What follows belongs to an exercise in optimizing a design on an open flow for small area and a short achievable clock period; a production flow would make more cautious choices.
At most, simulation tests tie the RTL to the original design; equivalence was not proved.
Some runs may be left out. An edit can pass the tests and still lose a function that they never use.
Function not checked in run 2: the RTL went through the layout flow alone.

==> run_1/routed.png <==
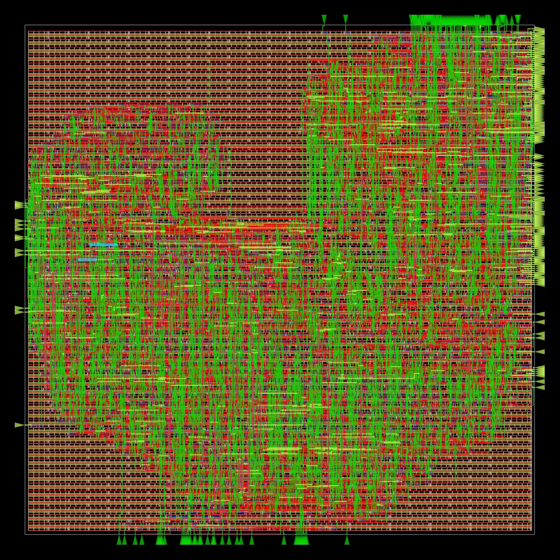
==> run_1/class_map.png <==
Fill, decap, tap and diode cells in grey.
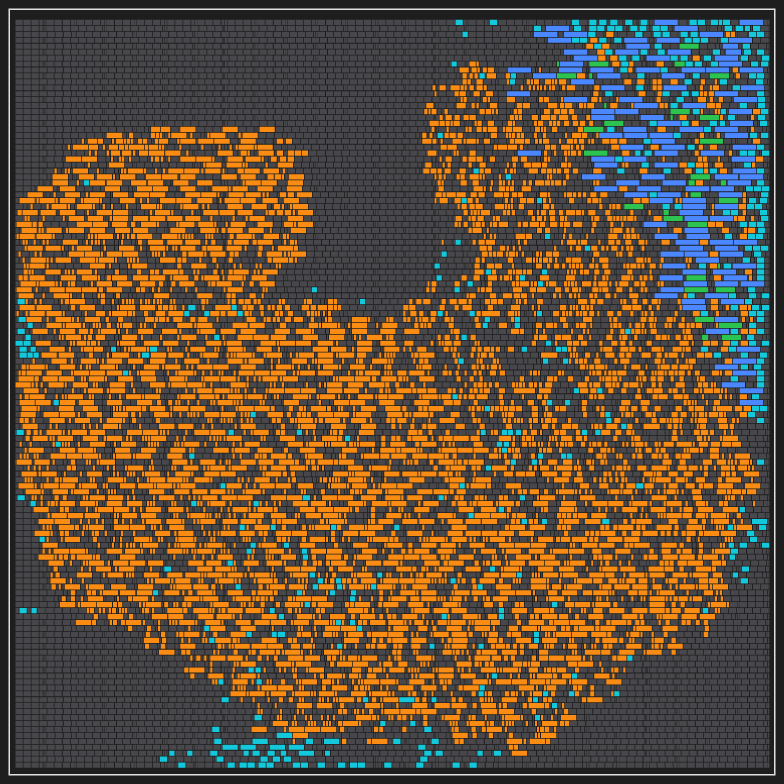
==> run_1/ff_map.png <==
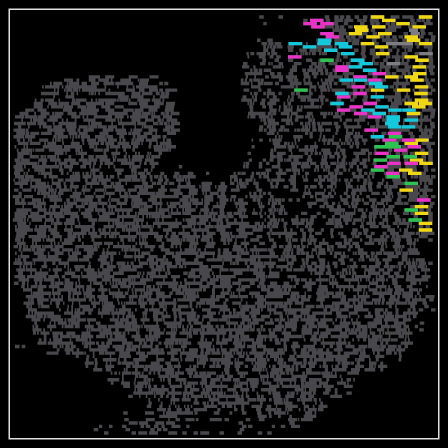
--- design/flow/constraint.sdc ---
create_clock -name core_clock -period 14.0 [get_ports {clk}]
set_input_delay 2.8000 -clock core_clock [delete_from_list [all_inputs] [get_ports {clk}]]
set_output_delay 2.8000 -clock core_clock [all_outputs]
set_load 0.01 [all_outputs]
--- design/flow/run.sh ---
#!/bin/bash
# synth_recipe.tcl (not shown) runs the flow's synth.tcl, then flattens the netlist and writes it again
# the make line also repeats each setting of config.mk as NAME=value (left out here)
make -C /OpenROAD-flow-scripts/flow DESIGN_CONFIG=/design/flow/config.mk WORK_HOME=/design/flow/orfs CLKGATE_MAP_FILE= SYNTH_SCRIPT=/design/flow/synth_recipe.tcl finish
--- design/flow/config.mk ---
export PLATFORM = sky130hd
export DESIGN_NAME = gte_mac123
export DESIGN_NICKNAME = gte_mac123
export VERILOG_FILES = /design/flow/design.v
export SDC_FILE = /design/flow/constraint.sdc
export NUM_CORES = 4
export LEC_CHECK = 0
export CAP_MARGIN = 20
export CORE_MARGIN = 2
export CORE_UTILIZATION = 40
export SLEW_MARGIN = 20
--- design/flow/design.v ---
module gte_mac123 (
   input  wire               clk,
   input  wire               reset,
   input  wire               trigger,
   input  wire signed [31:0] mul1,
   input  wire signed [31:0] mul2,
   input  wire signed [44:0] add,
   input  wire               sub,
   input  wire               swap,
   input  wire               save_shifted,
   input  wire               use_ir,
   input  wire               ir_shift,
   input  wire               ir_shift_flag,
   input  wire               sat_ir,
   input  wire               sat_ir_flag,
   input  wire               use_result,
   output reg  signed [31:0] mac_result,
   output reg                mac_writeback,
   output reg  signed [15:0] ir_result,
   output reg                ir_writeback,
   output reg  signed [44:0] mac_last,
   output reg  signed [31:0] mac_shifted,
   output wire               flag_mac_uf,
   output wire               flag_mac_of,
   output reg                flag_ir
);
   localparam signed [44:0] MINVAL = {1'b1, 44'h80000000000};
   localparam signed [44:0] MAXVAL = {1'b0, 44'h7FFFFFFFFFF};
   reg signed [44:0] macResult_1;
   reg               checkOvf;
   reg               IRshift_1;
   reg               IRshiftFlag_1;
   reg               satIR_1;
   reg               satIRFlag_1;
   assign flag_mac_uf = checkOvf && (macResult_1 < MINVAL);
   assign flag_mac_of = checkOvf && (macResult_1 > MAXVAL);
   wire signed [63:0] prod      = mul1 * mul2;
   wire signed [44:0] prod45    = {prod[63], prod[43:0]};
   wire signed [44:0] addVal    = use_result ? {macResult_1[43], macResult_1[43:0]} : add;
   reg  signed [44:0] macResult;
   always @(*) begin
      if (swap && sub)
         macResult = prod45 - addVal;
      else if (sub)
         macResult = addVal - prod45;
      else
         macResult = addVal + prod45;
   end
   always @(posedge clk) begin
      if (trigger) begin
         mac_last    <= macResult_1;
         macResult_1 <= macResult;
         if (save_shifted)
            mac_result <= macResult[43:12];
         else
            mac_result <= macResult[31:0];
         mac_shifted   <= macResult[43:12];
         IRshift_1     <= ir_shift;
         IRshiftFlag_1 <= ir_shift_flag;
         satIR_1       <= sat_ir;
         satIRFlag_1   <= sat_ir_flag;
      end
      if (reset) begin
         mac_writeback <= 1'b0;
         ir_writeback  <= 1'b0;
         checkOvf      <= 1'b0;
      end else begin
         mac_writeback <= trigger;
         ir_writeback  <= trigger & use_ir;
         checkOvf      <= trigger;
      end
   end
   reg signed [31:0] IRresult;
   reg signed [31:0] IRflagval;
   always @(*) begin
      flag_ir   = 1'b0;
      ir_result = 16'd0;
      IRresult  = IRshift_1     ? macResult_1[43:12] : macResult_1[31:0];
      IRflagval = IRshiftFlag_1 ? macResult_1[43:12] : macResult_1[31:0];
      if (ir_writeback) begin
         ir_result = IRresult[15:0];
         if (satIR_1 && IRresult < 0)
            ir_result = 16'h0000;
         else if (!satIR_1 && IRresult < -32'sd32768)
            ir_result = 16'h8000;
         else if (IRresult > 32'sd32767)
            ir_result = 16'h7FFF;
         if (satIRFlag_1 && IRflagval < 0)
            flag_ir = 1'b1;
         else if (!satIRFlag_1 && IRflagval < -32'sd32768)
            flag_ir = 1'b1;
         else if (IRflagval > 32'sd32767)
            flag_ir = 1'b1;
      end
   end
endmodule
==> results.json, run 1 <==
{
  "status": "finished clean",
  "fin_area_mm2": 0.05337,
  "hp-start": "macResult_1[1]$_DFFE_PP_",
  "synth_nets": 6664,
  "hp-class": "reg -> reg",
  "io_buffers": 250,
  "cpPeakStageDelay_ps": 870,
  "skew_ps": 16.40,
  "initial_core_util_pct": 40.39,
  "tns_ps": 0,
  "timing.final.crit_share_pct": 95.90,
  "firstDrtPassIters": 5,
  "worstPathRequired_ps": 14160,
  "worstMarginPinSlew_ps": 1120,
  "syn-cell-area_mm2": 0.04782,
  "yosysWarnings": 1,
  "final_nets": 6855,
  "cts.sinks": 128,
  "wl_met1_um": 55580,
  "synthFlopType": "edfxtp_1",
  "cts_resized": 0,
  "critPathLaunchType": "primary input",
  "htree_levels": 4,
  "pin_count": 251,
  "top_layer": "met5",
  "final_common_cell": "inv_1",
  "crit_top_cell": "fa_1",
  "final_cell_mix": "inv_1, fa_1, nand2_1",
  "synthDistinctLibCells": 98,
  "wl_per_cell_um": 19.62,
  "timing.rr.start": "macResult_1[1]$_DFFE_PP_",
  "crit_type": "in -> reg",
  "drcViolationCount": 0,
  "fillCellCount": 11510,
  "grt_max_degree": 68,
  "viasPerCell": 5.083,
  "ys_seq_area_share_pct": 7.995,
  "hpwlAfterDp_um": 117700,
  "drive_above_1_share_pct": 5.139,
  "worst_ep_arrival_time_ps": 13580,
  "fmax_mhz": 74.48,
  "cp_max_fo": 24,
  "slew_headroom_pct": 25.31,
  "drv_slew": 0,
  "ant_nets": 0,
  "r2r_cells": 15,
  "synthTopCellsByArea": "fa_1, inv_1, edfxtp_1, ha_1, and2_1",
  "multi_input_area_mm2": 0.03858,
  "placed_area_mm2": 0.05273,
  "cts_tree": "done",
  "totalWireLength_um": 137100,
  "critical_path.top_delay_family": "adder cells",
  "holdWs_ps": 508.0,
  "synthCells": 5186,
  "cp_num_buf_inv": 3,
  "clock_path_buffers": 2,
  "final.setup.worst_slack_ps": 573.8,
  "post_cts_buffers": 0,
  "hold_viol": 0,
  "die_area_mm2": 0.1223,
  "synth_area_per_cell_um2": 9.222,
  "dp_cells": 6958,
  "reg2reg_slack_ps": 9110,
  "path_clk_slew_ps": 60,
  "area_growth_pct": 11.59,
  "synth_top_area_share_pct": 45.38,
  "synth_area_leader_cell": "fa_1",
  "place.gp.congestion": 0.8973,
  "antenna_found_initial": 5,
  "synth_edf_count": 126,
  "cts_buffers": 17,
  "insertion_delay_ps": 430,
  "finalSetupViolations": 0,
  "dieHeight_um": 349.8,
  "die_w_um": 349.8,
  "ctsHoldBuffers": 0,
  "wl_met2_um": 72840
}
## Picture notes: routed.png
via count: 35534
total track usage: 23.42%

## Picture notes: class_map.png
remaining buffers and delay cells -> cyan  # cells 437, share of their area 7.8%
registers -> blue  # cells 128, share of their area 7.4%
clock drivers and dummy loads -> green  # cells 32, share of their area 1.2%
remaining logic cells -> orange  # cells 4793, share of their area 84%
num rows: 126
Core Area: 0.1184 mm²
fin util: 45.07%
sequential share of cell area: 7.165%

## Picture notes: ff_map.png
mac_shifted -> cyan  # sequential cells 31, where upper right
macResult_1 -> green  # sequential cells 14
mac_last -> yellow  # sequential cells 45, where upper right
mac_result -> magenta  # sequential cells 32, where upper right
not coloured = 6
register area: 0.003824 mm²

run 1: cell families (layout without fill, tap and decap cells):
group | count (synthesis) | after routing | share of synthesized area [%]
flops | 128 | 128 | 7.995
compound gates | 528 | 528 | 7.208
xor+xnor | 148 | 148 | 2.710
mux | 92 | 92 | 1.970
other cells | 0 | 1 | 0
fa+ha+maj | 1357 | 1357 | 52.52
buf+inv | 1414 | 1618 | 11.36
simple gates | 1519 | 1519 | 16.23
run 1: how the worst max path moves through the flow:
stage               slack (ps)  cells after the start  startpoint                         to
floorplan                 1420                     36     mul2[5]   mac_result[30]$_DFFE_PP_
global placement            30                     40    mul2[13]  macResult_1[44]$_DFFE_PP_
detailed placement         -20                     39    mul1[21]  macResult_1[44]$_DFFE_PP_
CTS                        450                     39    mul1[21]  macResult_1[44]$_DFFE_PP_
global route                70                     38     mul2[6]  macResult_1[44]$_DFFE_PP_
finish                     570                     35    mul1[21]  macResult_1[44]$_DFFE_PP_
run 1: synthesized netlist by cell type, types with 22 or more instances:
cell type and count:
edfxtp_1 126, mux2i_1 75, nor2b_1 24, a21o_1 62
a211oi_1 22, clkbuf_1 221, buf_4 32, nor3_1 31
xnor2_1 103, nand2b_1 45, nand4_1 28, nor2_1 139
o21ai_0 90, nand2_1 585, nand3_1 30, o21a_1 24
ha_1 273, and2_1 543, fa_1 1084, inv_1 1148
xor2_1 45, a21oi_1 174
run 1: per-layer routing:
layer  GRT usage [%]  vias up
li1                -    16053
met1           28.93    18447
met2           44.08      845
met3           1.605      185
met4           5.876        4
met5               0        -
run 1: registers in the layout, summed over array words and instances (netlist names):
name           count
mac_result        32
IRshiftFlag_1      1
mac_shifted       31
satIRFlag_1        1
macResult_1       14
ir_writeback       1
IRshift_1          1
satIR_1            1
mac_last          45
checkOvf           1
run 1: cell type report:
class                   instances  share of cell area (%)
clock inverters                 9                  0.2954
repair buffers                437                   7.540
inverters                    1149                   8.082
clock buffers                  23                  0.8769
well taps                    1600                   3.751
diodes                          1                0.004689
flip-flops and latches        128                   7.165
multi-input cells            3644                   72.28
==> run_1/pinout.png <==
Pins as bars across the die edge, other pins in grey.
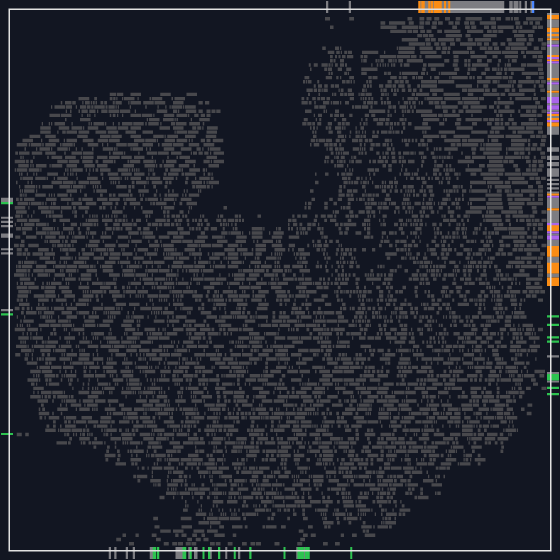

## Run 2: large edit since run 1, in outline
design/flow/design.v: 96 -> 899 lines; modules unchanged: 0
  gte_mac123: edited, 96 -> 899 lines
--- a/design/flow/config.mk
+++ b/design/flow/config.mk
@@ -6,4 +6,5 @@
 export NUM_CORES = 4
 export LEC_CHECK = 0
+export ABC_AREA = 1
 export CAP_MARGIN = 20
 export CORE_MARGIN = 2
==> run_2/pinout.png <==
Pins as bars across the die edge, other pins in grey.
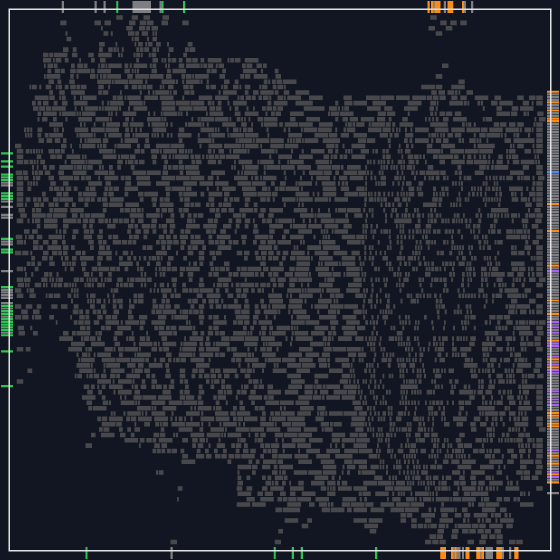
mul2 -> green  # pins 32, direction input, edge 24 left, 5 bottom, 3 top
add -> orange  # pins 45, direction input, edge 21 right, 15 bottom, 9 top
ir_result -> purple  # pins 16, direction output, edge right
trigger -> blue  # pins 1, direction input, edge right

==> run 2 against run 1 <==
Against the previous run: utilization up 0.51 points; worst setup slack better by 5400 ps; flip-flop and latch count up 58; routed wire length down 22%; cell area down 38%; critical endpoint is now pc_r[28]$_DFF_P_; cell count down 31%.
==> results.json, run 2 <==
{
  "synthDistinctLibCells": 44,
  "hp-start": "mac_last[2]$_DFF_P_",
  "drcViolationCount": 0,
  "r2r_cells": 17,
  "io_buffers": 250,
  "critPathLaunch": "mul2[3]",
  "insertion_delay_ps": 490,
  "synthTopCellsByArea": "fa_1, xor2_1, dfxtp_1, o22ai_1, nand2_1",
  "largest_reg_flops": 45,
  "cts_buffers": 17,
  "synth_edf_count": 1,
  "async_flop_share_pct": 0,
  "cts.sinks": 186,
  "ys_seq_area_share_pct": 12.76,
  "synth_area_leader_cell": "fa_1",
  "pre_cts_ws_ps": 5562,
  "synthFlopType": "dfxtp_1",
  "timing.final.crit_share_pct": 57.04,
  "cp_max_fo": 31,
  "final_common_cell": "nand2_1",
  "final_nets": 4505,
  "worstMarginPinSlew_ps": 1135,
  "worstPathRequired_ps": 14360,
  "min_delay_path_depth": 2,
  "dieHeight_um": 274.5,
  "drv_slew": 0,
  "place.gp.congestion": 0.9389,
  "grt_pass1_wl_um": 159800,
  "synthTopCellsByCount": "nand2_1, inv_1, xor2_1, o22ai_1, fa_1",
  "grt_pass1_vias": 26297,
  "totalWireLength_um": 106400,
  "drive_above_1_share_pct": 3.988,
  "status": "finished clean",
  "ys_seq_elements": 186,
  "skew_ps": 17.85,
  "synth_nets": 4410,
  "cts_root_buf": "clkbuf_16",
  "reg2reg_slack_ps": 10180,
  "cts_resized": 0,
  "max-cap-violations": 0,
  "tns_ps": 0,
  "path_clk_slew_ps": 80,
  "finalCriticalPeriod_ps": 7986,
  "final_cell_mix": "nand2_1, inv_1, xor2_1",
  "drtIter0Drc": 2512,
  "reg_top3": "mac_last: 45 flops, a_r: 44 flops, ps_r: 44 flops",
  "rows": 99,
  "die_w_um": 274.5,
  "yosysWarnings": 1,
  "holdWs_ps": 480.0,
  "wl_per_cell_um": 21.95,
  "coreArea_mm2": 0.07271,
  "grtUsageTotal_pct": 28.24,
  "crit_path_end_kind": "flop",
  "vias": 26526,
  "critPathLaunchType": "primary input",
  "slew_headroom_pct": 24.14,
  "hold_viol": 0,
  "antenna_found_initial": 1,
  "viasPerCell": 5.473,
  "worst_ep_arrival_time_ps": 8340,
  "synth_area_per_cell_um2": 7.743,
  "cts_tree": "done",
  "final.setup.worst_slack_ps": 6014,
  "synthCells": 3779,
  "fmax_mhz": 125.2,
  "ant_nets": 0,
  "rsz0062_at_grt": "no",
  "area_growth_pct": 13.27,
  "grt_max_degree": 59,
  "synth_top_area_share_pct": 26.27,
  "die_area_mm2": 0.07533,
  "post_cts_buffers": 0,
  "hp-class": "reg -> reg",
  "firstDrtPassIters": 6,
  "overflow": 0,
  "pin_count": 251,
  "initial_core_util_pct": 40.24,
  "finalSetupViolations": 0,
  "top_register": "mac_last",
  "synth.most_common_cell": "nand2_1",
  "syn-cell-area_mm2": 0.02926,
  "ctsHoldBuffers": 0,
  "crit_type": "in -> reg",
  "timing.rr.start": "ps_r[0]$_DFF_P_",
  "clock_path_buffers": 2,
  "hpwlAfterDp_um": 79050,
  "htree_levels": 4
}
==> run_2/class_map.png <==
Fill, decap, tap and diode cells in grey.
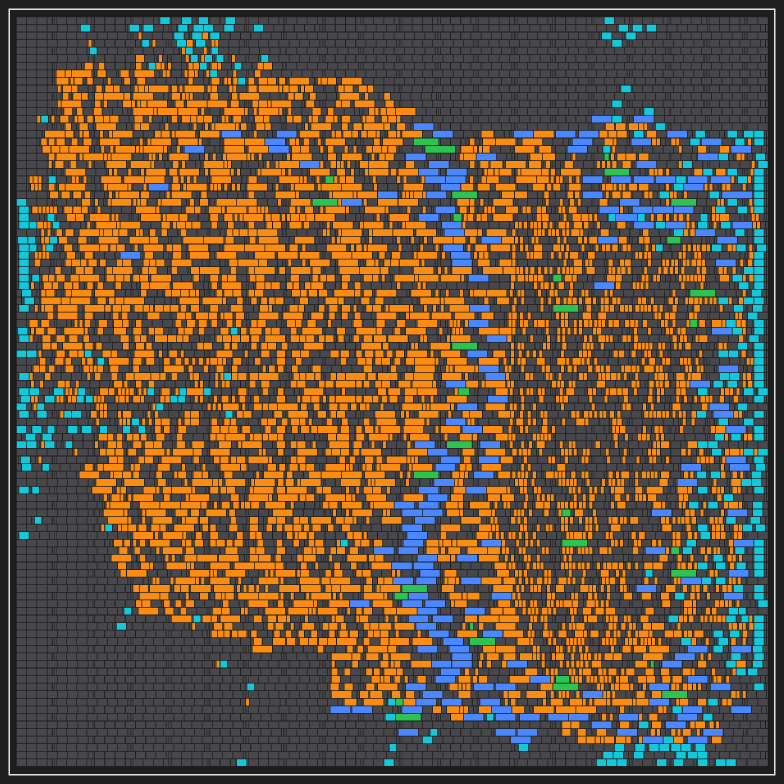
remaining logic cells -> orange  # cells 3353, share of their area 77%
remaining buffers and delay cells -> cyan  # cells 316, share of their area 9.4%
registers -> blue  # cells 186, share of their area 12%
clock drivers and dummy loads -> green  # cells 32, share of their area 1.8%

run 2: cell count changes in the layout (fill, tap and decap cells not counted), sizes merged, moves of 102 or more:
cell    change
a21oi     -102
and2      -540
buf       -123
dfxtp     +183
edfxtp    -125
fa        -700
ha        -147
inv       -491
o22ai     +403
xor2      +468
run 2: stage by stage:
step	utilization, %	std cells	area [µm²]
2_1_floorplan	-	3779	29260
3_3_place_gp	44.78	4814	32560
3_5_place_dp	44.78	4814	32560
4_1_cts	45.57	4846	33140
5_1_grt	45.58	4846	33140
6_report	45.58	4847	33140
run 2: path summary, 6_finish.rpt:
path                          to
max             pc_r[28]$_DFF_P_
min          mac_last[2]$_DFF_P_
max reg2reg      a_r[20]$_DFF_P_
min reg2reg  mac_last[2]$_DFF_P_
run 2: area by class of cell:
class | instances | area (µm²)
inverter | 667 | 2505
clock inverter | 10 | 105.1
clock buffer | 22 | 474.2
fill | 7433 | 39570
timing repair buffer | 316 | 2998
antenna | 1 | 2.502
tap | 959 | 1200
sequential | 186 | 3735
multi-input combinational | 2686 | 22120
run 2: cell families after synthesis:
kind of cell,share of synthesized area (%)
AND/OR/NAND/NOR,13.62
buffers and inverters,11.81
AO/OA/AOI/OAI,12.67
XOR/XNOR,16.28
adder cells (fa/ha/maj),31.66
flip-flops,12.76
multiplexers,1.197
run 2: critical path, stage by stage:
cell and delay, ps:
clkdlybuf4s50_1 480, buf_4 410, clkinv_1 190, buf_4 270
o21ai_4 830, o22ai_1 170, xor2_1 210, fa_1 430
fa_1 510, inv_1 50, fa_1 530, inv_1 60
fa_1 410, inv_1 80, fa_1 410, inv_1 80
fa_1 390
run 2: per-layer routing:
metal	vias to the layer above	part of all wire [%]	GRT usage (%)
met3	310	9.4	5.841
met1	12685	41	36.75
met2	1418	45	45.16
met5	-	0	0
met4	0	4.8	12.53
li1	12113	-	-

[static timing again, ports no longer ideal]
Ports are ideal in the flow. The routed layouts listed here were re-timed in OpenROAD.
Step 1: set_driving_cell puts a clkbuf_16 on clk and a buf_2 on each other input, an assumption about the parent block.
Step 2 times the ports against the registers' clock, not the clock port: input delays grow and output delays shrink by t, the midpoint of the rising clock arrivals with the driver on.
Three values: no drivers, after step 1, after step 2; two values: the first two.
run	shift t [ns]	setup WS [ns]	hold WS [ns]
run 1	0.467	0.574 / 0.602 / 0.135	0.508 / 0.508 / 0.508
run 2	0.543	6.014 / 6.029 / 5.505	0.480 / 0.480 / 0.480
After both steps setup and hold are still met in every run listed. For run 2, which loses most, drivers alone change the setup slack by +0.015 ns; drivers and shift together by -0.509 ns.
